What follows belongs to an exercise in optimizing a design on an open flow for a short achievable clock period and few clock cycles; a production flow would make more cautious choices.
In this exercise RTL edits were held to simulation tests only and were not proved equivalent to the original.
Not every run is shown, and edits may drop behaviour that the tests do not exercise.

### flow/config.mk
export PLATFORM = sky130hd
export DESIGN_NAME = PROC_CS147_SEC05
export DESIGN_NICKNAME = PROC_CS147_SEC05
export VERILOG_FILES = /design/flow/design.v
export SDC_FILE = /design/flow/constraint.sdc
export NUM_CORES = 4
export LEC_CHECK = 0
export CAP_MARGIN = 20
export CORE_MARGIN = 2
export CORE_UTILIZATION = 40
export SLEW_MARGIN = 20
### flow/constraint.sdc
create_clock -name core_clock -period 10.0 [get_ports {CLK}]
set_input_delay 2.0000 -clock core_clock [delete_from_list [all_inputs] [get_ports {CLK}]]
set_output_delay 2.0000 -clock core_clock [all_outputs]
set_load 0.01 [all_outputs]
### flow/design.v
module ALU(OUT, ZERO, OP1, OP2, OPRN);
input [(32 -1):0] OP1;  
input [(32 -1):0] OP2;  
input [(6 -1):0] OPRN;  
output [(32 -1):0] OUT;  
output ZERO;
reg [(32 -1):0] OUT;
reg ZERO;
always @(*)
begin
	case(OPRN)
		6'h20: OUT = OP1 +OP2;
		6'h22: OUT = OP1 - OP2;
		6'h2c: OUT = OP1*OP2;
		6'h02: OUT = OP1 >> OP2;
		6'h01: OUT = OP1 << OP2;
		6'h24: OUT = OP1 & OP2;
		6'h25: OUT = OP1 | OP2;
		6'h27: OUT = ~(OP1 | OP2);
		6'h2a: OUT = {31'b0, OP1 < OP2};
		default: OUT = {32{1'b0}};
	endcase
end
always @(*)
begin 
	if (OUT == 0) 
		ZERO = 1;
	else 
		ZERO = 0;
end
endmodule
module REGISTER_FILE_32x32(DATA_R1, DATA_R2, ADDR_R1, ADDR_R2, 
                            DATA_W, ADDR_W, READ, WRITE, CLK, RST);
input READ, WRITE, CLK, RST;
input [(32 -1):0] DATA_W;
input [4:0] ADDR_R1, ADDR_R2, ADDR_W;
output [(32 -1):0] DATA_R1;
output [(32 -1):0] DATA_R2;
reg [(32 -1):0] reg_32x32m [0:(32 -1)];  
integer i;  
reg [(32 -1):0] data_return1;
reg [(32 -1):0] data_return2;
assign DATA_R1 = data_return1;
assign DATA_R2 = data_return2;
always @ (posedge CLK)
begin
if (RST == 1'b0)
begin
for(i=0;i<=(32 -1); i = i +1)
    reg_32x32m[i] <= { 32{1'b0} };
end
else
begin
    if (WRITE)  
	reg_32x32m[ADDR_W] <= DATA_W;
end
end
always @ (posedge CLK)
begin
    if (READ)  
    begin
	data_return1 <= reg_32x32m[ADDR_R1];
	data_return2 <= reg_32x32m[ADDR_R2];
    end
end
endmodule
module CONTROL_UNIT(MEM_DATA_IN, MEM_DATA_OUT, RF_DATA_W, RF_ADDR_W, RF_ADDR_R1, RF_ADDR_R2, RF_READ, RF_WRITE,
                    ALU_OP1, ALU_OP2, ALU_OPRN, MEM_ADDR, MEM_READ, MEM_WRITE,
                    RF_DATA_R1, RF_DATA_R2, ALU_RESULT, ZERO, CLK, RST); 
output reg [(32 -1):0] RF_DATA_W;
output reg [4:0] RF_ADDR_W, RF_ADDR_R1, RF_ADDR_R2;
output reg RF_READ, RF_WRITE;
output reg [(32 -1):0]  ALU_OP1, ALU_OP2;
output reg [(6 -1):0] ALU_OPRN;
output reg [(26 -1):0]  MEM_ADDR;
output reg MEM_READ, MEM_WRITE;
output reg [(32 -1):0] MEM_DATA_OUT;
input [(32 -1):0] RF_DATA_R1, RF_DATA_R2, ALU_RESULT, MEM_DATA_IN;
input ZERO, CLK, RST;
wire [2:0] proc_state;
PROC_SM state_machine(.STATE(proc_state),.CLK(CLK),.RST(RST));
reg [(26 -1):0] PC_REG, SP_REF;
reg [(32 -1):0] INST_REG;
reg [(32 -1):0] ALU_OUT_REG;
wire [5:0] opcode = INST_REG[31:26];
wire [4:0] rs = INST_REG[25:21];
wire [4:0] rt = INST_REG[20:16];
wire [4:0] rd = INST_REG[15:11];
wire [4:0] shamt = INST_REG[10:6];
wire [5:0] funct = INST_REG[5:0];
wire [15:0] immediate = INST_REG[15:0];
wire [25:0] address = INST_REG[25:0];
wire [(32 -1):0] signExtendedImmediate = {{16{immediate[15]}},immediate};
wire [(32 -1):0] zeroExtendedImmediate = {16'h0,immediate};
wire [(32 -1):0] lui = {immediate, 16'h0};
wire [(26 -1):0] PC_INC = PC_REG + 1'b1;
always @ (posedge CLK)
begin
  if (RST == 1'b0)
  begin
    PC_REG <= 26'h0001000;
    SP_REF <= 26'h3ffffff;
  end
  else
  begin
    if (proc_state == 3'h1)
      INST_REG <= MEM_DATA_IN;
    if (proc_state == 3'h2)
      ALU_OUT_REG <= ALU_RESULT;
    if (proc_state == 3'h3)
    begin
      if (opcode == 6'h1b) SP_REF <= SP_REF - 1'b1;
      if (opcode == 6'h1c) SP_REF <= SP_REF + 1'b1;
    end
    if (proc_state == 3'h4)
    begin
      PC_REG <= PC_INC;
      case(opcode)
        6'h00: if (funct == 6'h08) PC_REG <= RF_DATA_R1[(26 -1):0];
        6'h04: if (RF_DATA_R1 == RF_DATA_R2) PC_REG <= PC_INC + signExtendedImmediate[(26 -1):0];
        6'h05: if (RF_DATA_R1 != RF_DATA_R2) PC_REG <= PC_INC + signExtendedImmediate[(26 -1):0];
        6'h02: PC_REG <= address;
        6'h03: PC_REG <= address;
        default: ;
      endcase
    end
  end
end
always @ (*)
begin
  RF_READ = (proc_state == 3'h1) || (proc_state == 3'h2);
  if (proc_state == 3'h1)
  begin
    RF_ADDR_R1 = MEM_DATA_IN[25:21];
    RF_ADDR_R2 = MEM_DATA_IN[20:16];
  end
  else
  begin
    RF_ADDR_R1 = (opcode == 6'h1b) ? 5'd0 : rs;
    RF_ADDR_R2 = rt;
  end
  ALU_OP1 = RF_DATA_R1;
  ALU_OP2 = signExtendedImmediate;
  ALU_OPRN = 6'h00;
  case(opcode)
    6'h00:
      begin
        ALU_OPRN = funct;
        if (funct == 6'h01 || funct == 6'h02)
          ALU_OP2 = {27'b0, shamt};
        else
          ALU_OP2 = RF_DATA_R2;
      end
    6'h08: ALU_OPRN = 6'h20;
    6'h1d: ALU_OPRN = 6'h2c;
    6'h0c: begin ALU_OPRN = 6'h24; ALU_OP2 = zeroExtendedImmediate; end
    6'h0d: begin ALU_OPRN = 6'h25; ALU_OP2 = zeroExtendedImmediate; end
    6'h0a: ALU_OPRN = 6'h2a;
    6'h23: ALU_OPRN = 6'h20;
    6'h2b: ALU_OPRN = 6'h20;
    default: ;
  endcase
  MEM_ADDR = PC_REG;
  MEM_READ = 1'b0;
  MEM_WRITE = 1'b0;
  MEM_DATA_OUT = RF_DATA_R2;
  if (proc_state == 3'h0)
    MEM_READ = 1'b1;
  if (proc_state == 3'h3)
  begin
    case(opcode)
      6'h23: begin MEM_ADDR = ALU_OUT_REG[(26 -1):0]; MEM_READ = 1'b1; end
      6'h2b: begin MEM_ADDR = ALU_OUT_REG[(26 -1):0]; MEM_WRITE = 1'b1; end
      6'h1b: begin MEM_ADDR = SP_REF; MEM_DATA_OUT = RF_DATA_R1; MEM_WRITE = 1'b1; end
      6'h1c: begin MEM_ADDR = SP_REF + 1'b1; MEM_READ = 1'b1; end
      default: ;
    endcase
  end
  RF_WRITE = 1'b0;
  RF_ADDR_W = rt;
  RF_DATA_W = ALU_OUT_REG;
  if (proc_state == 3'h4)
  begin
    case(opcode)
      6'h00: if (funct != 6'h08) begin RF_ADDR_W = rd; RF_WRITE = 1'b1; end
      6'h08, 6'h0c, 6'h0d, 6'h1d, 6'h0a: RF_WRITE = 1'b1;
      6'h0f: begin RF_DATA_W = lui; RF_WRITE = 1'b1; end
      6'h23: begin RF_DATA_W = MEM_DATA_IN; RF_WRITE = 1'b1; end
      6'h03: begin RF_ADDR_W = 5'd31; RF_DATA_W = {6'b0, PC_INC}; RF_WRITE = 1'b1; end
      6'h1c: begin RF_ADDR_W = 5'd0; RF_DATA_W = MEM_DATA_IN; RF_WRITE = 1'b1; end
      default: ;
    endcase
  end
end
endmodule
module PROC_SM(STATE,CLK,RST);
input CLK, RST;
output [2:0] STATE;
reg [2:0] current_state;
reg [2:0] next_state;
assign STATE = current_state;
always @(posedge CLK)
begin 
  if (RST == 1'b0)
    current_state <= 3'h0;
  else
    current_state <= next_state;
end
always @(*)
begin	
	case(current_state)
		3'h0 : next_state = 3'h1;
		3'h1 : next_state = 3'h2;
		3'h2 : next_state = 3'h3;
		3'h3 : next_state = 3'h4;
		default : next_state = 3'h0;
	endcase
end
endmodule
module PROC_CS147_SEC05(DATA_IN, DATA_OUT, ADDR, READ, WRITE, CLK, RST);
output [(26 -1):0] ADDR;
output READ, WRITE;
output [(32 -1):0] DATA_OUT;
input  CLK, RST;
input [(32 -1):0] DATA_IN;
wire [(32 -1):0] rf_data_w, rf_data_r1, rf_data_r2, alu_op1, alu_op2, alu_result;
wire [4:0] rf_addr_w,  rf_addr_r1, rf_addr_r2;
wire [(6 -1):0] alu_oprn;
wire rf_read, rf_write;
wire zero;
CONTROL_UNIT cu_inst (.MEM_DATA_IN(DATA_IN),      .MEM_DATA_OUT(DATA_OUT), .RF_DATA_W(rf_data_w),   .RF_ADDR_W(rf_addr_w),   .RF_ADDR_R1(rf_addr_r1), 
                      .RF_ADDR_R2(rf_addr_r2), .RF_READ(rf_read),       .RF_WRITE(rf_write),     .ALU_OP1(alu_op1), 
                      .ALU_OP2(alu_op2),      .ALU_OPRN(alu_oprn),     .MEM_ADDR(ADDR),          .MEM_READ(READ), 
                      .MEM_WRITE(WRITE),      .RF_DATA_R1(rf_data_r1), .RF_DATA_R2(rf_data_r2), .ALU_RESULT(alu_result), 
                      .ZERO(zero),            .CLK(CLK),               .RST(RST));
REGISTER_FILE_32x32 rf_inst (.DATA_R1(rf_data_r1), .DATA_R2(rf_data_r2), .ADDR_R1(rf_addr_r1), .ADDR_R2(rf_addr_r2), 
                             .DATA_W(rf_data_w),   .ADDR_W(rf_addr_w),   .READ(rf_read),      .WRITE(rf_write), 
                             .CLK(CLK),            .RST(RST));
ALU alu_inst (.OUT(alu_result), .ZERO(zero), .OP1(alu_op1), .OP2(alu_op2), .OPRN(alu_oprn));
endmodule
### flow/run.sh
#!/bin/bash
# synth_recipe.tcl (not shown) runs the flow's synth.tcl, then flattens the netlist and writes it again
# the make line also repeats each setting of config.mk as NAME=value (left out here)
make -C /OpenROAD-flow-scripts/flow DESIGN_CONFIG=/design/flow/config.mk WORK_HOME=/design/flow/orfs CLKGATE_MAP_FILE= SYNTH_SCRIPT=/design/flow/synth_recipe.tcl finish
Run 1, clock nets:
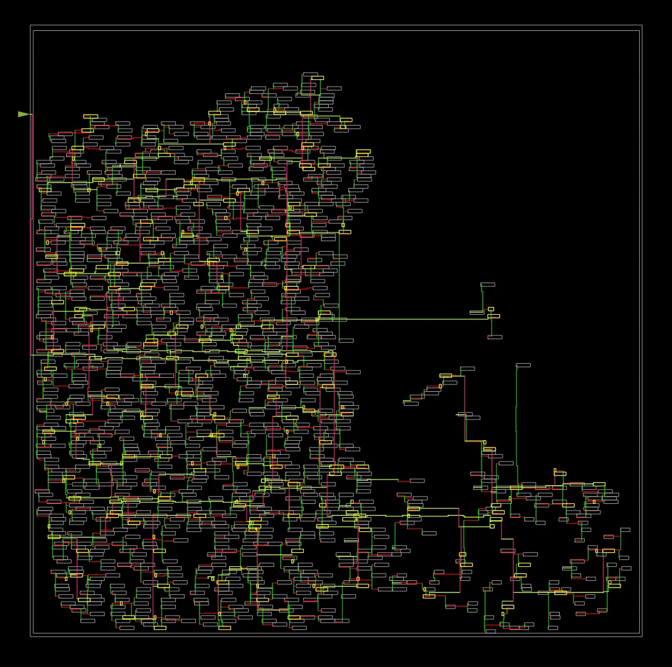
Clock Latency Late Sink: 810 ps
CTS Buf Count: 139
Worst Skew: 53.67 ps
seq_cells: 1207
Clock Sinks: 1207

Run 1, a small window of the routed layout:
Region (212, 117) to (262, 167) um. Cells in grey, sequential cells in the stronger grey; small squares are vias.
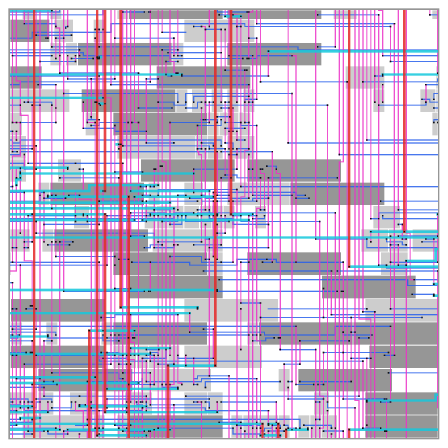
met4: drawn in red. met1: drawn in blue. met3: drawn in cyan. met2: drawn in magenta.
Sequential cells in the window: 25. Netlist names of flops here include rf_inst.reg_32x32m (14), rf_inst.data_return2 (6), rf_inst.data_return1 (5). Most frequent: nand2_1 (26), edfxtp_1 (25), nor2_1 (14). 106 logic cells have their middle in the window.

==> flow_summary.json, run 1 <==
{
  "pre_cts_ws_ps": 296.0,
  "outcome": "no timing/DRC/antenna violations",
  "tns_ps": 0,
  "buffer_area_frac": 0.03496,
  "clkTransAtPathRegs_ps": 60,
  "synth_top_area_cell": "edfxtp_1",
  "synth.top_cells.by_area": "edfxtp_1 39%, fa_1 9.3%, nand2_1 7.9%, nor2_1 6.8%, mux4_2 6.5%",
  "initial_utilization": 0.4030,
  "postSynthAreaPerCell_sq_um": 9.263,
  "rsz0062_at_grt": "no",
  "met3_usage": 0.07588,
  "max_freq_mhz": 102.9,
  "cts.path.max_buffers": 3,
  "sh_seq_area": 0.3653,
  "ant_nets": 0,
  "crit_start": "cu_inst.INST_REG[26]",
  "crit_path_end_kind": "flop",
  "seq_area_sq_um": 35690,
  "numPortBuffers": 93,
  "grt_remaining_overflow": 0,
  "fin_crit_sh": 0.9720,
  "synthSimpleGateAreaFrac": 0.2056,
  "firstDrtPassIters": 10,
  "drive_gt1_frac": 0.1005,
  "multi_input_gates": 7029,
  "worstHoldPathType": "flop to flop",
  "rows": 172,
  "muxShareOfSynthArea": 0.08199,
  "slew_violations": 0,
  "drt_wl_total_mm": 384.7,
  "coreArea_sq_um": 220200,
  "critPathMaxFanout": 16,
  "r2r-start": "cu_inst.INST_REG[26]",
  "fp.dieH_um": 475.0,
  "grt_pass1_vias": 76130,
  "die_x_um": 475.0,
  "layout_commonest_cell": "nand2_1",
  "ys_seq_area_frac": 0.4023,
  "hold_viol_final": 0,
  "multi_input_area_sq_um": 48580,
  "layout_common_cells": "1809 x nand2_1, 1612 x nor2_1, 1152 x edfxtp_1",
  "grt_max_degree": 134,
  "max_slew_margin": 0.08920,
  "syn_inst": 9578,
  "synth_top_area_frac": 0.3899,
  "ctsHoldBuffers": 0,
  "final.fill_count": 21000,
  "grt_pass1_wl_mm": 547.3,
  "clk_share": 0.04446
}
Run 1, wires at chosen ports, followed through buffers:
The bar under the picture is 100 um long.
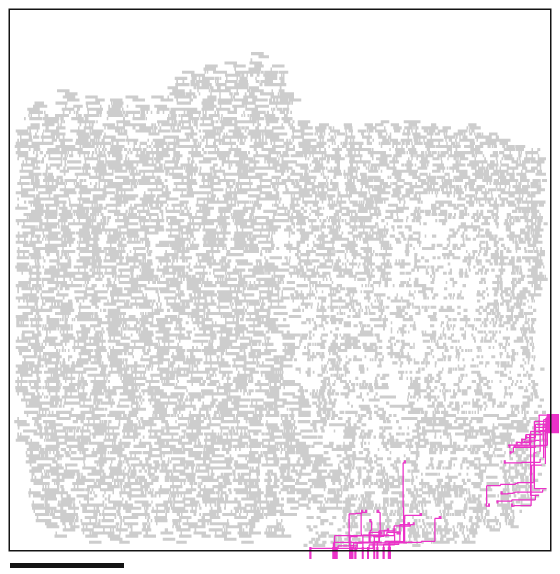
ADDR: drawn in magenta, bits 26, direction output, edge 14 bottom, 12 right, end cells 26, buffers 26, wire 1720 um.

run 1: per-layer routing:
layer / vias up / routed length [um]
met5: - / 95
met4: 12 / 26820
met3: 1281 / 45180
met2: 5676 / 172500
met1: 38830 / 140000
li1: 32620 / -
run 1: final timing paths:
| path | to | slack (ps) | depth (start not counted) |
|---|---|---|---|
| worst max register to register | cu_inst.ALU_OUT_REG[27] | 280 | 25 |
| worst min-delay path | cu_inst.PC_REG[24] | 520 | 2 |
| worst min register to register | cu_inst.PC_REG[24] | 520 | 2 |
| worst max-delay path | cu_inst.ALU_OUT_REG[27] | 280 | 25 |
run 1: stage by stage:
stage	utilization	hold WS [ps]	area (sq um)
after CTS	0.4434	514.7	97610
after global placement	0.4237	492.7	93270
final	0.4439	516.7	97720
after global routing	0.4438	550.4	97710
after detailed placement	0.4237	505.5	93270
after floorplan	-	475.9	88720
run 1: Yosys cell counts, types with 152 or more instances:
library cell  count
ha_1            247
clkbuf_1        684
nand3_1         481
a21oi_1         260
o21ai_0         274
a311oi_1        194
xnor2_1         152
fa_1            411
inv_1           499
nand2_1        1874
mux4_2          256
nor2_1         1615
edfxtp_1       1152
and3_1          156
==> run 2: a larger rewrite; changed files in full <==
removed: flow/run.sh
==> flow/design.v <==
module MUL_CSA1(A, B, R0, R1, R2, R3, R4, R5, R6);
input [31:0] A, B;
output [31:0] R0, R1, R2, R3, R4, R5, R6;
wire [31:0] pp0 = {32{B[0]}} & {A[31:0]};
wire [31:0] pp1 = {32{B[1]}} & {A[30:0], 1'b0};
wire [31:0] pp2 = {32{B[2]}} & {A[29:0], 2'b0};
wire [31:0] pp3 = {32{B[3]}} & {A[28:0], 3'b0};
wire [31:0] pp4 = {32{B[4]}} & {A[27:0], 4'b0};
wire [31:0] pp5 = {32{B[5]}} & {A[26:0], 5'b0};
wire [31:0] pp6 = {32{B[6]}} & {A[25:0], 6'b0};
wire [31:0] pp7 = {32{B[7]}} & {A[24:0], 7'b0};
wire [31:0] pp8 = {32{B[8]}} & {A[23:0], 8'b0};
wire [31:0] pp9 = {32{B[9]}} & {A[22:0], 9'b0};
wire [31:0] pp10 = {32{B[10]}} & {A[21:0], 10'b0};
wire [31:0] pp11 = {32{B[11]}} & {A[20:0], 11'b0};
wire [31:0] pp12 = {32{B[12]}} & {A[19:0], 12'b0};
wire [31:0] pp13 = {32{B[13]}} & {A[18:0], 13'b0};
wire [31:0] pp14 = {32{B[14]}} & {A[17:0], 14'b0};
wire [31:0] pp15 = {32{B[15]}} & {A[16:0], 15'b0};
wire [31:0] pp16 = {32{B[16]}} & {A[15:0], 16'b0};
wire [31:0] pp17 = {32{B[17]}} & {A[14:0], 17'b0};
wire [31:0] pp18 = {32{B[18]}} & {A[13:0], 18'b0};
wire [31:0] pp19 = {32{B[19]}} & {A[12:0], 19'b0};
wire [31:0] pp20 = {32{B[20]}} & {A[11:0], 20'b0};
wire [31:0] pp21 = {32{B[21]}} & {A[10:0], 21'b0};
wire [31:0] pp22 = {32{B[22]}} & {A[9:0], 22'b0};
wire [31:0] pp23 = {32{B[23]}} & {A[8:0], 23'b0};
wire [31:0] pp24 = {32{B[24]}} & {A[7:0], 24'b0};
wire [31:0] pp25 = {32{B[25]}} & {A[6:0], 25'b0};
wire [31:0] pp26 = {32{B[26]}} & {A[5:0], 26'b0};
wire [31:0] pp27 = {32{B[27]}} & {A[4:0], 27'b0};
wire [31:0] pp28 = {32{B[28]}} & {A[3:0], 28'b0};
wire [31:0] pp29 = {32{B[29]}} & {A[2:0], 29'b0};
wire [31:0] pp30 = {32{B[30]}} & {A[1:0], 30'b0};
wire [31:0] pp31 = {32{B[31]}} & {A[0:0], 31'b0};
wire [31:0] a0_0s = pp0 ^ pp1 ^ pp2;
wire [31:0] a0_0c = {(pp0[30:0] & pp1[30:0]) | (pp0[30:0] & pp2[30:0]) | (pp1[30:0] & pp2[30:0]), 1'b0};
wire [31:0] a0_1s = pp3 ^ pp4 ^ pp5;
wire [31:0] a0_1c = {(pp3[30:0] & pp4[30:0]) | (pp3[30:0] & pp5[30:0]) | (pp4[30:0] & pp5[30:0]), 1'b0};
wire [31:0] a0_2s = pp6 ^ pp7 ^ pp8;
wire [31:0] a0_2c = {(pp6[30:0] & pp7[30:0]) | (pp6[30:0] & pp8[30:0]) | (pp7[30:0] & pp8[30:0]), 1'b0};
wire [31:0] a0_3s = pp9 ^ pp10 ^ pp11;
wire [31:0] a0_3c = {(pp9[30:0] & pp10[30:0]) | (pp9[30:0] & pp11[30:0]) | (pp10[30:0] & pp11[30:0]), 1'b0};
wire [31:0] a0_4s = pp12 ^ pp13 ^ pp14;
wire [31:0] a0_4c = {(pp12[30:0] & pp13[30:0]) | (pp12[30:0] & pp14[30:0]) | (pp13[30:0] & pp14[30:0]), 1'b0};
wire [31:0] a0_5s = pp15 ^ pp16 ^ pp17;
wire [31:0] a0_5c = {(pp15[30:0] & pp16[30:0]) | (pp15[30:0] & pp17[30:0]) | (pp16[30:0] & pp17[30:0]), 1'b0};
wire [31:0] a0_6s = pp18 ^ pp19 ^ pp20;
wire [31:0] a0_6c = {(pp18[30:0] & pp19[30:0]) | (pp18[30:0] & pp20[30:0]) | (pp19[30:0] & pp20[30:0]), 1'b0};
wire [31:0] a0_7s = pp21 ^ pp22 ^ pp23;
wire [31:0] a0_7c = {(pp21[30:0] & pp22[30:0]) | (pp21[30:0] & pp23[30:0]) | (pp22[30:0] & pp23[30:0]), 1'b0};
wire [31:0] a0_8s = pp24 ^ pp25 ^ pp26;
wire [31:0] a0_8c = {(pp24[30:0] & pp25[30:0]) | (pp24[30:0] & pp26[30:0]) | (pp25[30:0] & pp26[30:0]), 1'b0};
wire [31:0] a0_9s = pp27 ^ pp28 ^ pp29;
wire [31:0] a0_9c = {(pp27[30:0] & pp28[30:0]) | (pp27[30:0] & pp29[30:0]) | (pp28[30:0] & pp29[30:0]), 1'b0};
wire [31:0] a1_10s = a0_0s ^ a0_0c ^ a0_1s;
wire [31:0] a1_10c = {(a0_0s[30:0] & a0_0c[30:0]) | (a0_0s[30:0] & a0_1s[30:0]) | (a0_0c[30:0] & a0_1s[30:0]), 1'b0};
wire [31:0] a1_11s = a0_1c ^ a0_2s ^ a0_2c;
wire [31:0] a1_11c = {(a0_1c[30:0] & a0_2s[30:0]) | (a0_1c[30:0] & a0_2c[30:0]) | (a0_2s[30:0] & a0_2c[30:0]), 1'b0};
wire [31:0] a1_12s = a0_3s ^ a0_3c ^ a0_4s;
wire [31:0] a1_12c = {(a0_3s[30:0] & a0_3c[30:0]) | (a0_3s[30:0] & a0_4s[30:0]) | (a0_3c[30:0] & a0_4s[30:0]), 1'b0};
wire [31:0] a1_13s = a0_4c ^ a0_5s ^ a0_5c;
wire [31:0] a1_13c = {(a0_4c[30:0] & a0_5s[30:0]) | (a0_4c[30:0] & a0_5c[30:0]) | (a0_5s[30:0] & a0_5c[30:0]), 1'b0};
wire [31:0] a1_14s = a0_6s ^ a0_6c ^ a0_7s;
wire [31:0] a1_14c = {(a0_6s[30:0] & a0_6c[30:0]) | (a0_6s[30:0] & a0_7s[30:0]) | (a0_6c[30:0] & a0_7s[30:0]), 1'b0};
wire [31:0] a1_15s = a0_7c ^ a0_8s ^ a0_8c;
wire [31:0] a1_15c = {(a0_7c[30:0] & a0_8s[30:0]) | (a0_7c[30:0] & a0_8c[30:0]) | (a0_8s[30:0] & a0_8c[30:0]), 1'b0};
wire [31:0] a1_16s = a0_9s ^ a0_9c ^ pp30;
wire [31:0] a1_16c = {(a0_9s[30:0] & a0_9c[30:0]) | (a0_9s[30:0] & pp30[30:0]) | (a0_9c[30:0] & pp30[30:0]), 1'b0};
wire [31:0] a2_17s = a1_10s ^ a1_10c ^ a1_11s;
wire [31:0] a2_17c = {(a1_10s[30:0] & a1_10c[30:0]) | (a1_10s[30:0] & a1_11s[30:0]) | (a1_10c[30:0] & a1_11s[30:0]), 1'b0};
wire [31:0] a2_18s = a1_11c ^ a1_12s ^ a1_12c;
wire [31:0] a2_18c = {(a1_11c[30:0] & a1_12s[30:0]) | (a1_11c[30:0] & a1_12c[30:0]) | (a1_12s[30:0] & a1_12c[30:0]), 1'b0};
wire [31:0] a2_19s = a1_13s ^ a1_13c ^ a1_14s;
wire [31:0] a2_19c = {(a1_13s[30:0] & a1_13c[30:0]) | (a1_13s[30:0] & a1_14s[30:0]) | (a1_13c[30:0] & a1_14s[30:0]), 1'b0};
wire [31:0] a2_20s = a1_14c ^ a1_15s ^ a1_15c;
wire [31:0] a2_20c = {(a1_14c[30:0] & a1_15s[30:0]) | (a1_14c[30:0] & a1_15c[30:0]) | (a1_15s[30:0] & a1_15c[30:0]), 1'b0};
wire [31:0] a2_21s = a1_16s ^ a1_16c ^ pp31;
wire [31:0] a2_21c = {(a1_16s[30:0] & a1_16c[30:0]) | (a1_16s[30:0] & pp31[30:0]) | (a1_16c[30:0] & pp31[30:0]), 1'b0};
wire [31:0] a3_22s = a2_17s ^ a2_17c ^ a2_18s;
wire [31:0] a3_22c = {(a2_17s[30:0] & a2_17c[30:0]) | (a2_17s[30:0] & a2_18s[30:0]) | (a2_17c[30:0] & a2_18s[30:0]), 1'b0};
wire [31:0] a3_23s = a2_18c ^ a2_19s ^ a2_19c;
wire [31:0] a3_23c = {(a2_18c[30:0] & a2_19s[30:0]) | (a2_18c[30:0] & a2_19c[30:0]) | (a2_19s[30:0] & a2_19c[30:0]), 1'b0};
wire [31:0] a3_24s = a2_20s ^ a2_20c ^ a2_21s;
wire [31:0] a3_24c = {(a2_20s[30:0] & a2_20c[30:0]) | (a2_20s[30:0] & a2_21s[30:0]) | (a2_20c[30:0] & a2_21s[30:0]), 1'b0};
assign R0 = a3_22s;
assign R1 = a3_22c;
assign R2 = a3_23s;
assign R3 = a3_23c;
assign R4 = a3_24s;
assign R5 = a3_24c;
assign R6 = a2_21c;
endmodule
module MUL_CSA2(I0, I1, I2, I3, I4, I5, I6, S, C);
input [31:0] I0, I1, I2, I3, I4, I5, I6;
output [31:0] S, C;
wire [31:0] b0_0s = I0 ^ I1 ^ I2;
wire [31:0] b0_0c = {(I0[30:0] & I1[30:0]) | (I0[30:0] & I2[30:0]) | (I1[30:0] & I2[30:0]), 1'b0};
wire [31:0] b0_1s = I3 ^ I4 ^ I5;
wire [31:0] b0_1c = {(I3[30:0] & I4[30:0]) | (I3[30:0] & I5[30:0]) | (I4[30:0] & I5[30:0]), 1'b0};
wire [31:0] b1_2s = b0_0s ^ b0_0c ^ b0_1s;
wire [31:0] b1_2c = {(b0_0s[30:0] & b0_0c[30:0]) | (b0_0s[30:0] & b0_1s[30:0]) | (b0_0c[30:0] & b0_1s[30:0]), 1'b0};
wire [31:0] b2_3s = b1_2s ^ b1_2c ^ b0_1c;
wire [31:0] b2_3c = {(b1_2s[30:0] & b1_2c[30:0]) | (b1_2s[30:0] & b0_1c[30:0]) | (b1_2c[30:0] & b0_1c[30:0]), 1'b0};
wire [31:0] b3_4s = b2_3s ^ b2_3c ^ I6;
wire [31:0] b3_4c = {(b2_3s[30:0] & b2_3c[30:0]) | (b2_3s[30:0] & I6[30:0]) | (b2_3c[30:0] & I6[30:0]), 1'b0};
assign S = b3_4s;
assign C = b3_4c;
endmodule
module PROC_CS147_SEC05(DATA_IN, DATA_OUT, ADDR, READ, WRITE, CLK, RST);
output [(26 -1):0] ADDR;
output READ, WRITE;
output [(32 -1):0] DATA_OUT;
input  CLK, RST;
input [(32 -1):0] DATA_IN;
integer i;
reg [25:0] r_addr;
reg        r_read, r_write;
reg [31:0] r_dout;
reg        r_isf;                   
assign ADDR = r_addr;
assign READ = r_read;
assign WRITE = r_write;
assign DATA_OUT = r_dout;
reg [25:0] f;                       
reg [15:0] cv;
reg [21:0] ctag [0:15];
reg [31:0] cdat [0:15];
reg        c_hr;                    
reg        u_v, u_hit;              
reg [25:0] u_addr;
reg [31:0] u_data;
reg        a_v, a_fill;
reg [25:0] a_pc, a_n, a_pred;
reg        a_pseq, a_pbtb;
reg [3:0]  qv;
reg [31:0] qw0, qw1, qw2, qw3;
reg [25:0] qpc0, qpc1, qpc2, qpc3;
reg [25:0] qpr0, qpr1, qpr2, qpr3;
reg [25:0] qn0, qn1, qn2, qn3;      
reg [3:0]  qps, qpb;
reg [31:0] rf [0:31];
reg [31:0] rfv;                     
reg [25:0] sp;
reg        e_v;
reg [25:0] e_pc, e_pc1, e_pred, e_tgt;
reg        e_pseq, e_pbtb, e_tgt_ok;
reg [31:0] e_a, e_b, e_r;           
reg        e_faL, e_fbL, e_frL;
reg [4:0]  e_sh, e_dst;
reg        e_wen;
reg        o_add, o_sub, o_and, o_or, o_nor, o_slt, o_sll, o_srl, o_passb;
reg        e_mul, e_lw, e_sw, e_push, e_pop, e_beq, e_bne, e_jr, e_jmp, e_jal;
reg [31:0] L;                       
reg        wb_v;                    
reg [4:0]  wb_dst;
reg        m_ld, m_st;
reg [4:0]  m_dst;
reg [25:0] m_pc;
reg        w_ld;
reg [4:0]  w_dst;
reg        mp1_v;
reg [4:0]  mp1_dst;
reg [31:0] mp1_a, mp1_b;
reg        mp2_we;
reg [4:0]  mp2_dst;
reg [31:0] mp2_r0, mp2_r1, mp2_r2, mp2_r3, mp2_r4, mp2_r5, mp2_r6;
reg        mp3_we;
reg [4:0]  mp3_dst;
reg [31:0] mp3_s, mp3_c;
reg [3:0]  bv;
reg [25:0] bpc0, bpc1, bpc2, bpc3, bt0, bt1, bt2, bt3;
reg [1:0]  bptr;
reg        ras_v;
reg [25:0] ras;
wire [31:0] w = qw0;
wire [5:0] d_op = w[31:26];
wire [4:0] d_rs = w[25:21];
wire [4:0] d_rt = w[20:16];
wire [4:0] d_rd = w[15:11];
wire [5:0] d_fn = w[5:0];
wire [31:0] d_sext = {{16{w[15]}}, w[15:0]};
wire [31:0] d_zext = {16'h0, w[15:0]};
wire d_isr   = (d_op == 6'h00);
wire d_jr    = d_isr && (d_fn == 6'h08);
wire d_mulr  = d_isr && (d_fn == 6'h2c);
wire d_addi  = (d_op == 6'h08);
wire d_muli  = (d_op == 6'h1d);
wire d_andi  = (d_op == 6'h0c);
wire d_ori   = (d_op == 6'h0d);
wire d_slti  = (d_op == 6'h0a);
wire d_lui   = (d_op == 6'h0f);
wire d_beq   = (d_op == 6'h04);
wire d_bne   = (d_op == 6'h05);
wire d_lw    = (d_op == 6'h23);
wire d_sw    = (d_op == 6'h2b);
wire d_j     = (d_op == 6'h02);
wire d_jal   = (d_op == 6'h03);
wire d_push  = (d_op == 6'h1b);
wire d_pop   = (d_op == 6'h1c);
wire d_mul   = d_mulr || d_muli;
wire d_jmp   = d_j || d_jal;
wire [4:0] d_srca = d_push ? 5'd0 : d_rs;
wire d_usea = d_isr || d_addi || d_muli || d_andi || d_ori || d_slti ||
              d_beq || d_bne || d_lw || d_sw || d_push;
wire d_useb = d_isr || d_beq || d_bne || d_sw;
wire d_wen  = (d_isr && !d_jr && !d_mulr) || d_addi || d_andi || d_ori || d_slti ||
              d_lui || d_jal;
wire [4:0] d_dst = d_isr ? d_rd : (d_jal ? 5'd31 : (d_pop ? 5'd0 : d_rt));
wire e_ld = e_lw || e_pop;
function hz;
  input [4:0] r;
  begin
    hz = (e_v && (e_ld || e_mul) && e_dst == r) ||
         (m_ld && m_dst == r) ||
         (mp1_v && mp1_dst == r) ||
         (mp2_we && mp2_dst == r) ||
         (mp3_we && mp3_dst == r);
  end
endfunction
wire d_stall = qv[0] && ((d_usea && hz(d_srca)) || (d_useb && hz(d_rt)));
reg [31:0] d_ra, d_rb;
always @(*)
begin
  d_ra = 32'h0;
  d_rb = 32'h0;
  for (i = 0; i < 32; i = i + 1)
  begin
    d_ra = d_ra | (rf[i] & {32{d_srca == i && rfv[i]}});
    d_rb = d_rb | (rf[i] & {32{d_rt == i && rfv[i]}});
  end
  if (wb_v && wb_dst == d_srca) d_ra = L;
  else if (w_ld && w_dst == d_srca) d_ra = DATA_IN;
  if (wb_v && wb_dst == d_rt) d_rb = L;
  else if (w_ld && w_dst == d_rt) d_rb = DATA_IN;
end
wire d_faL = e_v && e_wen && e_dst == d_srca;
wire d_fbL = e_v && e_wen && e_dst == d_rt;
wire [25:0] d_pc1 = qn0;
wire [25:0] d_btgt = d_pc1 + d_sext[25:0];
wire [25:0] d_tgt = d_jmp ? w[25:0] : d_btgt;
wire d_tgt_eq = (d_tgt == qpr0);
wire d_redir = qv[0] && !d_stall &&
               ((d_jmp && w[25:0] != qpr0) || (d_bne && qps[0]) ||
                (d_jr && ras_v && ras != qpr0));
wire [25:0] d_rtgt = d_jr ? ras : d_tgt;
wire [31:0] x_a  = e_faL ? L : e_a;
wire [31:0] x_rb = e_frL ? L : e_r;
wire [31:0] x_b  = e_fbL ? L : e_b;
wire [31:0] x_add = x_a + x_b;
wire [31:0] x_sub = x_a - x_b;
wire        x_lt  = x_a < x_b;
wire [31:0] x_res = ({32{o_add}} & x_add) |
                    ({32{o_sub}} & x_sub) |
                    ({32{o_and}} & (x_a & x_b)) |
                    ({32{o_or}}  & (x_a | x_b)) |
                    ({32{o_nor}} & ~(x_a | x_b)) |
                    ({32{o_slt}} & {31'b0, x_lt}) |
                    ({32{o_sll}} & (x_a << e_sh)) |
                    ({32{o_srl}} & (x_a >> e_sh)) |
                    ({32{o_passb}} & x_b);
reg        b_hit;
reg [25:0] b_tgt;
reg        b_look;                  
function clook;                     
  input [25:0] a;
  begin
    clook = cv[a[3:0]] && ctag[a[3:0]] == a[25:4];
  end
endfunction
always @(*)
begin
  b_hit = 1'b0;
  b_tgt = 26'h0;
  b_look = 1'b0;
  if (bv[3] && bpc3 == f) begin b_hit = 1'b1; b_tgt = bt3; b_look = clook(bt3); end
  if (bv[2] && bpc2 == f) begin b_hit = 1'b1; b_tgt = bt2; b_look = clook(bt2); end
  if (bv[1] && bpc1 == f) begin b_hit = 1'b1; b_tgt = bt1; b_look = clook(bt1); end
  if (bv[0] && bpc0 == f) begin b_hit = 1'b1; b_tgt = bt0; b_look = clook(bt0); end
end
wire [25:0] f1 = f + 26'd1;
wire [25:0] pnext = b_hit ? b_tgt : f1;
wire        n_look = b_hit ? b_look : clook(f1);    
wire [3:0]  f_idx = f[3:0];
wire        c_hit = c_hr && !(u_v && u_addr == f) && !(r_write && r_addr == f);
wire [31:0] c_word = cdat[f_idx];
wire cuse = c_hit && !a_v && !qv[3];
wire madv = !cuse && r_isf;
wire fadv = cuse || madv;
wire        push = a_v || cuse;
wire [31:0] p_word = a_v ? DATA_IN : c_word;
wire [25:0] p_pc   = a_v ? a_pc : f;
wire [25:0] p_n    = a_v ? a_n : f1;
wire [25:0] p_pred = a_v ? a_pred : pnext;
wire        p_pseq = a_v ? a_pseq : !b_hit;
wire        p_pbtb = a_v ? a_pbtb : b_hit;
wire p_j  = (p_word[31:27] == 5'b00001);
wire p_jr = (p_word[31:26] == 6'h00) && (p_word[5:0] == 6'h08);
wire p_bne = a_v && (DATA_IN[31:26] == 6'h05);     
wire p_redir = push && p_pseq && (p_j || p_bne || (p_jr && ras_v));
wire [25:0] p_btgt = a_n + {{10{DATA_IN[15]}}, DATA_IN[15:0]};
wire [25:0] p_tgt = p_j ? p_word[25:0] : (p_bne ? p_btgt : ras);
wire [31:0] k1_0, k1_1, k1_2, k1_3, k1_4, k1_5, k1_6;
MUL_CSA1 mul_csa1 (.A(mp1_a), .B(mp1_b), .R0(k1_0), .R1(k1_1), .R2(k1_2), .R3(k1_3),
                   .R4(k1_4), .R5(k1_5), .R6(k1_6));
wire [31:0] k2_s, k2_c;
MUL_CSA2 mul_csa2 (.I0(mp2_r0), .I1(mp2_r1), .I2(mp2_r2), .I3(mp2_r3), .I4(mp2_r4),
                   .I5(mp2_r5), .I6(mp2_r6), .S(k2_s), .C(k2_c));
wire [31:0] mres = mp3_s + mp3_c;
reg smc_hit;
always @(*)
begin
  smc_hit = (e_v && e_pc == r_addr) || (a_v && a_pc == r_addr) ||
            (qv[0] && qpc0 == r_addr) || (qv[1] && qpc1 == r_addr) ||
            (qv[2] && qpc2 == r_addr) || (qv[3] && qpc3 == r_addr);
end
wire smc = r_write && smc_hit;
wire e_live = e_v && !smc;
wire x_eq = (x_a == x_rb);
wire x_taken = (e_beq && x_eq) || (e_bne && !x_eq);
wire x_bt = x_taken || e_jmp;
wire [25:0] x_jra = x_a[25:0];
wire e_br = e_beq || e_bne;
wire m_eq = e_beq ? !e_tgt_ok : !e_pseq;        
wire m_ne = e_bne ? !e_tgt_ok : !e_pseq;        
wire m_ot = e_jmp ? !e_tgt_ok : (e_jr ? (x_jra != e_pred) : !e_pseq);
wire x_misp = e_live && (e_br ? (x_eq ? m_eq : m_ne) : m_ot);
wire [25:0] t_eq = e_beq ? e_tgt : e_pc1;
wire [25:0] t_ne = e_bne ? e_tgt : e_pc1;
wire [25:0] x_target  = e_br ? (x_eq ? t_eq : t_ne) : (e_jr ? x_jra : (e_jmp ? e_tgt : e_pc1));
wire x_mem = e_lw || e_sw || e_push || e_pop;
wire x_memreq = e_live && x_mem;
wire [25:0] x_ea = e_push ? sp : (e_pop ? sp + 26'd1 : x_add[25:0]);
wire ras_look = clook(ras);
wire l_tgt = clook(e_tgt);
wire l_pc1 = clook(e_pc1);
wire x_look = e_br ? (x_eq ? (e_beq ? l_tgt : l_pc1) : (e_bne ? l_tgt : l_pc1)) :
              (e_jr ? 1'b0 : (e_jmp ? l_tgt : l_pc1));
wire flushq = smc || x_misp || d_redir;
wire issue = qv[0] && !d_stall;              
wire issue_e = issue && !smc && !x_misp;      
wire [25:0] m_pc1 = m_pc + 26'd1;
wire [25:0] fseq = d_redir ? d_rtgt : (p_redir ? p_tgt : (fadv ? pnext : f));
wire [25:0] fnext = (smc || x_misp) ? (smc ? m_pc1 : x_target) : fseq;
wire squash = flushq || p_redir;
wire room = flushq || (push ? !qv[1] : !qv[2]);
wire [3:0] vp = issue ? {1'b0, qv[3:1]} : qv;      
wire [3:0] ph;                                      
assign ph[0] = push && !vp[0];
assign ph[1] = push && vp[0] && !vp[1];
assign ph[2] = push && vp[1] && !vp[2];
assign ph[3] = push && vp[2] && !vp[3];
wire [25:0] p_predq = p_redir ? p_tgt : p_pred;
wire        p_pseqq = p_pseq && !p_redir;
wire [3:0]  a_idx = a_pc[3:0];
wire [31:0] fill_word = (r_write && r_addr == a_pc) ? r_dout : DATA_IN;
wire [3:0]  u_idx = u_addr[3:0];
wire [3:0]  r_idx = r_addr[3:0];
wire        r_hit = cv[r_idx] && ctag[r_idx] == r_addr[25:4];   
always @(posedge CLK)
begin
  if (RST == 1'b0)
  begin
    r_addr <= 26'h0001000;
    r_read <= 1'b1;
    r_write <= 1'b0;
    r_isf <= 1'b1;
    f <= 26'h0001000;
    cv <= 16'h0;
    c_hr <= 1'b0;
    u_v <= 1'b0;
    a_v <= 1'b0;
    a_fill <= 1'b0;
    qv <= 4'b0;
    e_v <= 1'b0;
    m_ld <= 1'b0;
    m_st <= 1'b0;
    w_ld <= 1'b0;
    mp1_v <= 1'b0;
    mp2_we <= 1'b0;
    mp3_we <= 1'b0;
    wb_v <= 1'b0;
    bv <= 4'b0;
    bptr <= 2'd0;
    ras_v <= 1'b0;
    sp <= 26'h3ffffff;
    rfv <= 32'h0;
  end
  else
  begin
    f <= fnext;
    if (x_memreq)
    begin
      r_addr <= x_ea;
      r_read <= e_lw || e_pop;
      r_write <= e_sw || e_push;
      r_isf <= 1'b0;
      r_dout <= e_push ? x_a : x_rb;
    end
    else if (room)
    begin
      r_addr <= fnext;
      r_read <= 1'b1;
      r_write <= 1'b0;
      r_isf <= 1'b1;
    end
    else
    begin
      r_read <= 1'b0;
      r_write <= 1'b0;
      r_isf <= 1'b0;
    end
    a_v <= madv && !squash;
    a_fill <= r_isf;
    a_pc <= f;
    a_n <= f1;
    a_pred <= pnext;
    a_pseq <= !b_hit;
    a_pbtb <= b_hit;
    c_hr <= !smc &&
            (x_misp ? x_look : (d_redir ? (d_jr && ras_look) : (p_redir ? (p_jr && ras_look) :
            (fadv ? n_look : c_hr)))) &&
            !(a_fill && a_idx == fnext[3:0]) &&
            !(u_v && u_hit && u_idx == fnext[3:0]);
    u_v <= r_write;
    u_hit <= r_hit;
    u_addr <= r_addr;
    u_data <= r_dout;
    if (a_fill)
    begin
      cv[a_idx] <= 1'b1;
      ctag[a_idx] <= a_pc[25:4];
      cdat[a_idx] <= fill_word;
    end
    if (u_v && u_hit)
    begin
      cv[u_idx] <= 1'b1;
      ctag[u_idx] <= u_addr[25:4];
      cdat[u_idx] <= u_data;
    end
    qv <= flushq ? 4'b0 : (vp | ph);
    if (ph[0]) begin qw0 <= p_word; qpc0 <= p_pc; qn0 <= p_n; qpr0 <= p_predq; qps[0] <= p_pseqq; qpb[0] <= p_pbtb; end
    else if (issue) begin qw0 <= qw1; qpc0 <= qpc1; qn0 <= qn1; qpr0 <= qpr1; qps[0] <= qps[1]; qpb[0] <= qpb[1]; end
    if (ph[1]) begin qw1 <= p_word; qpc1 <= p_pc; qn1 <= p_n; qpr1 <= p_predq; qps[1] <= p_pseqq; qpb[1] <= p_pbtb; end
    else if (issue) begin qw1 <= qw2; qpc1 <= qpc2; qn1 <= qn2; qpr1 <= qpr2; qps[1] <= qps[2]; qpb[1] <= qpb[2]; end
    if (ph[2]) begin qw2 <= p_word; qpc2 <= p_pc; qn2 <= p_n; qpr2 <= p_predq; qps[2] <= p_pseqq; qpb[2] <= p_pbtb; end
    else if (issue) begin qw2 <= qw3; qpc2 <= qpc3; qn2 <= qn3; qpr2 <= qpr3; qps[2] <= qps[3]; qpb[2] <= qpb[3]; end
    if (ph[3]) begin qw3 <= p_word; qpc3 <= p_pc; qn3 <= p_n; qpr3 <= p_predq; qps[3] <= p_pseqq; qpb[3] <= p_pbtb; end
    e_v <= issue_e;
    e_pc <= qpc0;
    e_pc1 <= d_pc1;
    e_pred <= d_redir ? d_rtgt : qpr0;
    e_pseq <= d_redir ? 1'b0 : qps[0];
    e_pbtb <= qpb[0];
    e_tgt <= d_tgt;
    e_tgt_ok <= d_redir || d_tgt_eq;
    e_a <= d_ra;
    e_b <= d_isr ? d_rb :
           (d_lui ? {w[15:0], 16'h0} :
           (d_jal ? {6'b0, d_pc1} :
           ((d_andi || d_ori) ? d_zext : d_sext)));
    e_r <= d_rb;
    e_faL <= d_faL;
    e_fbL <= d_fbL && d_isr;
    e_frL <= d_fbL;
    e_sh <= w[10:6];
    e_dst <= d_dst;
    e_wen <= d_wen;
    o_add <= (d_isr && d_fn == 6'h20) || d_addi;
    o_sub <= d_isr && d_fn == 6'h22;
    o_and <= (d_isr && d_fn == 6'h24) || d_andi;
    o_or  <= (d_isr && d_fn == 6'h25) || d_ori;
    o_nor <= d_isr && d_fn == 6'h27;
    o_slt <= (d_isr && d_fn == 6'h2a) || d_slti;
    o_sll <= d_isr && d_fn == 6'h01;
    o_srl <= d_isr && d_fn == 6'h02;
    o_passb <= d_lui || d_jal;
    e_mul <= d_mul;
    e_lw <= d_lw;
    e_sw <= d_sw;
    e_push <= d_push;
    e_pop <= d_pop;
    e_beq <= d_beq;
    e_bne <= d_bne;
    e_jr <= d_jr;
    e_jmp <= d_jmp;
    e_jal <= d_jal;
    L <= x_res;
    if (e_live && e_push) sp <= sp - 26'd1;
    if (e_live && e_pop) sp <= sp + 26'd1;
    m_ld <= e_live && (e_lw || e_pop);
    m_st <= e_live && (e_sw || e_push);
    m_dst <= e_dst;
    m_pc <= e_pc;
    w_ld <= m_ld;
    wb_v <= e_live && e_wen;
    wb_dst <= e_dst;
    w_dst <= m_dst;
    if (e_live && e_jal) begin ras <= e_pc1; ras_v <= 1'b1; end
    if (e_live && (e_beq || e_bne) && x_taken && !e_pbtb)
    begin
      case (bptr)
        2'd0: begin bpc0 <= e_pc; bt0 <= e_tgt; end
        2'd1: begin bpc1 <= e_pc; bt1 <= e_tgt; end
        2'd2: begin bpc2 <= e_pc; bt2 <= e_tgt; end
        default: begin bpc3 <= e_pc; bt3 <= e_tgt; end
      endcase
      bv[bptr] <= 1'b1;
      bptr <= bptr + 2'd1;
    end
    else if (e_live && e_pbtb && !x_taken)
    begin
      if (bpc0 == e_pc) bv[0] <= 1'b0;
      if (bpc1 == e_pc) bv[1] <= 1'b0;
      if (bpc2 == e_pc) bv[2] <= 1'b0;
      if (bpc3 == e_pc) bv[3] <= 1'b0;
    end
    mp1_v <= e_live && e_mul;
    mp1_dst <= e_dst;
    mp1_a <= x_a;
    mp1_b <= x_b;
    mp2_we <= mp1_v && !(e_live && e_wen && e_dst == mp1_dst);
    mp2_dst <= mp1_dst;
    mp2_r0 <= k1_0; mp2_r1 <= k1_1; mp2_r2 <= k1_2; mp2_r3 <= k1_3;
    mp2_r4 <= k1_4; mp2_r5 <= k1_5; mp2_r6 <= k1_6;
    mp3_we <= mp2_we && !(e_live && e_wen && e_dst == mp2_dst);
    mp3_dst <= mp2_dst;
    mp3_s <= k2_s;
    mp3_c <= k2_c;
    for (i = 0; i < 32; i = i + 1)
    begin
      if (wb_v && wb_dst == i)
      begin
        rf[i] <= L;
        rfv[i] <= 1'b1;
      end
      else if (w_ld && w_dst == i)
      begin
        rf[i] <= DATA_IN;
        rfv[i] <= 1'b1;
      end
      else if (mp3_we && mp3_dst == i)
      begin
        rf[i] <= mres;
        rfv[i] <= 1'b1;
      end
    end
  end
end
endmodule
==> flow/flow/run.sh <==
#!/bin/bash
set -euo pipefail
MARGIN=${MARGIN:-6.5}
# The design's standard synthesis, unchanged
bash standard.sh synth > synth.log 2>&1
# the rest of the standard flow, with the settings above
sed -e "s|\"\${@:-finish}\"|SETUP_SLACK_MARGIN=$MARGIN 'BUFFER_PORTS_ARGS=-buffer_cell sky130_fd_sc_hd__buf_8' \"\${@:-finish}\"|" standard.sh > standard_margin.sh
grep -q "SETUP_SLACK_MARGIN=$MARGIN" standard_margin.sh
bash standard_margin.sh > layout.log 2>&1
==> flow/standard.sh <==
#!/bin/bash
# synth_recipe.tcl (not shown) runs the flow's synth.tcl, then flattens the netlist and writes it again
# the make line also repeats each setting of config.mk as NAME=value (left out here)
make -C /OpenROAD-flow-scripts/flow DESIGN_CONFIG=/design/flow/config.mk WORK_HOME=/design/flow/orfs CLKGATE_MAP_FILE= SYNTH_SCRIPT=/design/flow/synth_recipe.tcl "${@:-finish}"
==> flow/config.mk <==
export PLATFORM = sky130hd
export DESIGN_NAME = PROC_CS147_SEC05
export DESIGN_NICKNAME = PROC_CS147_SEC05
export VERILOG_FILES = /design/flow/design.v
export SDC_FILE = /design/flow/constraint.sdc
export NUM_CORES = 4
export LEC_CHECK = 0
export ABC_CLOCK_PERIOD_IN_PS = 2500
export CAP_MARGIN = 20
export CORE_MARGIN = 2
export CORE_UTILIZATION = 35
export SLEW_MARGIN = 20
==> flow_summary.json, run 2 <==
{
  "outcome": "stopped before the end",
  "haltStage": "global routing (5_1_grt)",
  "error": "[ERROR GRT-0232] Routing congestion too high. Check the congestion heatmap in the GUI.",
  "placed_cell_area_sq_um": 241800,
  "cts.path.max_buffers": 4,
  "synth_top_area_cell": "edfxtp_1",
  "pre_cts_ws_ps": 3117,
  "cts_buffers": 405,
  "die_x_um": 816.5,
  "ys_top_cells_by_count": "3286 x edfxtp_1, 2499 x nand2_1, 1849 x nor2_1",
  "synth_fp_nets": 22390,
  "synth_top_family_by_area": "multiplexers",
  "root_buffer": "clkbuf_16",
  "initial_utilization": 0.3511,
  "synth-main-ff-cell": "edfxtp_1",
  "ys_seq_area_frac": 0.4429,
  "synth_edf_count": 3286,
  "grt_max_degree": 111,
  "yosysMostFrequentCell": "edfxtp_1",
  "fp.dieH_um": 816.5,
  "grt_remaining_overflow": 1,
  "rows": 298,
  "postSynthAreaPerCell_sq_um": 10.67,
  "synthesis.area_sq_um": 231100,
  "synth.top_cells.by_area": "edfxtp_1 43%, mux4_2 11%, nand2_1 4.1%, fa_1 3.6%, nor2_1 3.0%",
  "yosysWarnings": 2,
  "synth_top_area_frac": 0.4271,
  "async_flop_share": 0,
  "cts.sinks": 3469,
  "synth-compound-area-share": 0.1441,
  "gp_congestion": 1.058,
  "muxShareOfSynthArea": 0.1525,
  "ctsHoldBuffers": 0,
  "synthSimpleGateAreaFrac": 0.1193,
  "numPortBuffers": 93,
  "syn_inst": 21660
}
Testbench counts for the RTL of run 2, summed over its fixed seeds: cycles 89,269.
==> run 2: changes by cell type after synthesis, moves of 559 or more <==
cell	before	now
a22oi_1	31	590
o21ai_0	274	1025
a21oi_1	260	1372
nand2_1	1874	2499
edfxtp_1	1152	3286
clkbuf_1	684	1816
mux4_2	256	1121
xnor2_1	152	735
==> run 2: timing repair <==
item	in CTS
resized for setup	3249
gates cloned	268
setup buffers	1174
endpoints found under the hold margin	0
pin swaps	746
endpoints found under the setup margin	4886
==> run 2: worst min path at each step <==
stage           start  endpoint  slack, ps  cells after the start
2_1_floorplan  qpb[0]    e_pbtb        400                      0
3_3_place_gp   qpb[0]    e_pbtb        410                      0
3_5_place_dp   qpb[0]    e_pbtb        430                      0
4_1_cts        qpb[0]    e_pbtb        410                      0
==> run 2: layer usage <==
| metal | GRT overflow | GRT usage |
|---|---|---|
| met1 | 1 | 0.4482 |
| met3 | 0 | 0.2778 |
| met4 | 0 | 0.3323 |
| met5 | 0 | 0.1329 |
| met2 | 0 | 0.5209 |
==> run 2: logic make-up after synthesis <==
group                      Yosys count
and+or+nand+nor                   6236
AOI/OAI and AO/OA                 5147
DFF                               3469
buffers and inverters             3028
muxes                             2053
xor gates and xnor gates          1019
adders and majority gates          704

what the ideal ports hide:
No port has a modelled driver above. Below, the same layout with a new extraction and two added sets of constraints.
Step 1, drivers: a clkbuf_16 drives CLK and a buf_2 each remaining input, both assumed.
Step 2, shift: input delay + t, output delay - t, t = (earliest + latest rising clock arrival at the registers) / 2. This alone moves slack from input paths to output paths.
a / b / c = no drivers / after step 1 / after step 2; a / b = the first two.
run: run 1
shift t [ns]: 0.871
setup slack, ns: 0.280 / 0.280 / 0.280
pins driven straight from the clock port: 1
After both steps run 1 still meets setup and hold. For run 1, drivers alone change the setup slack by 0.000 ns; drivers and shift together by 0.000 ns.
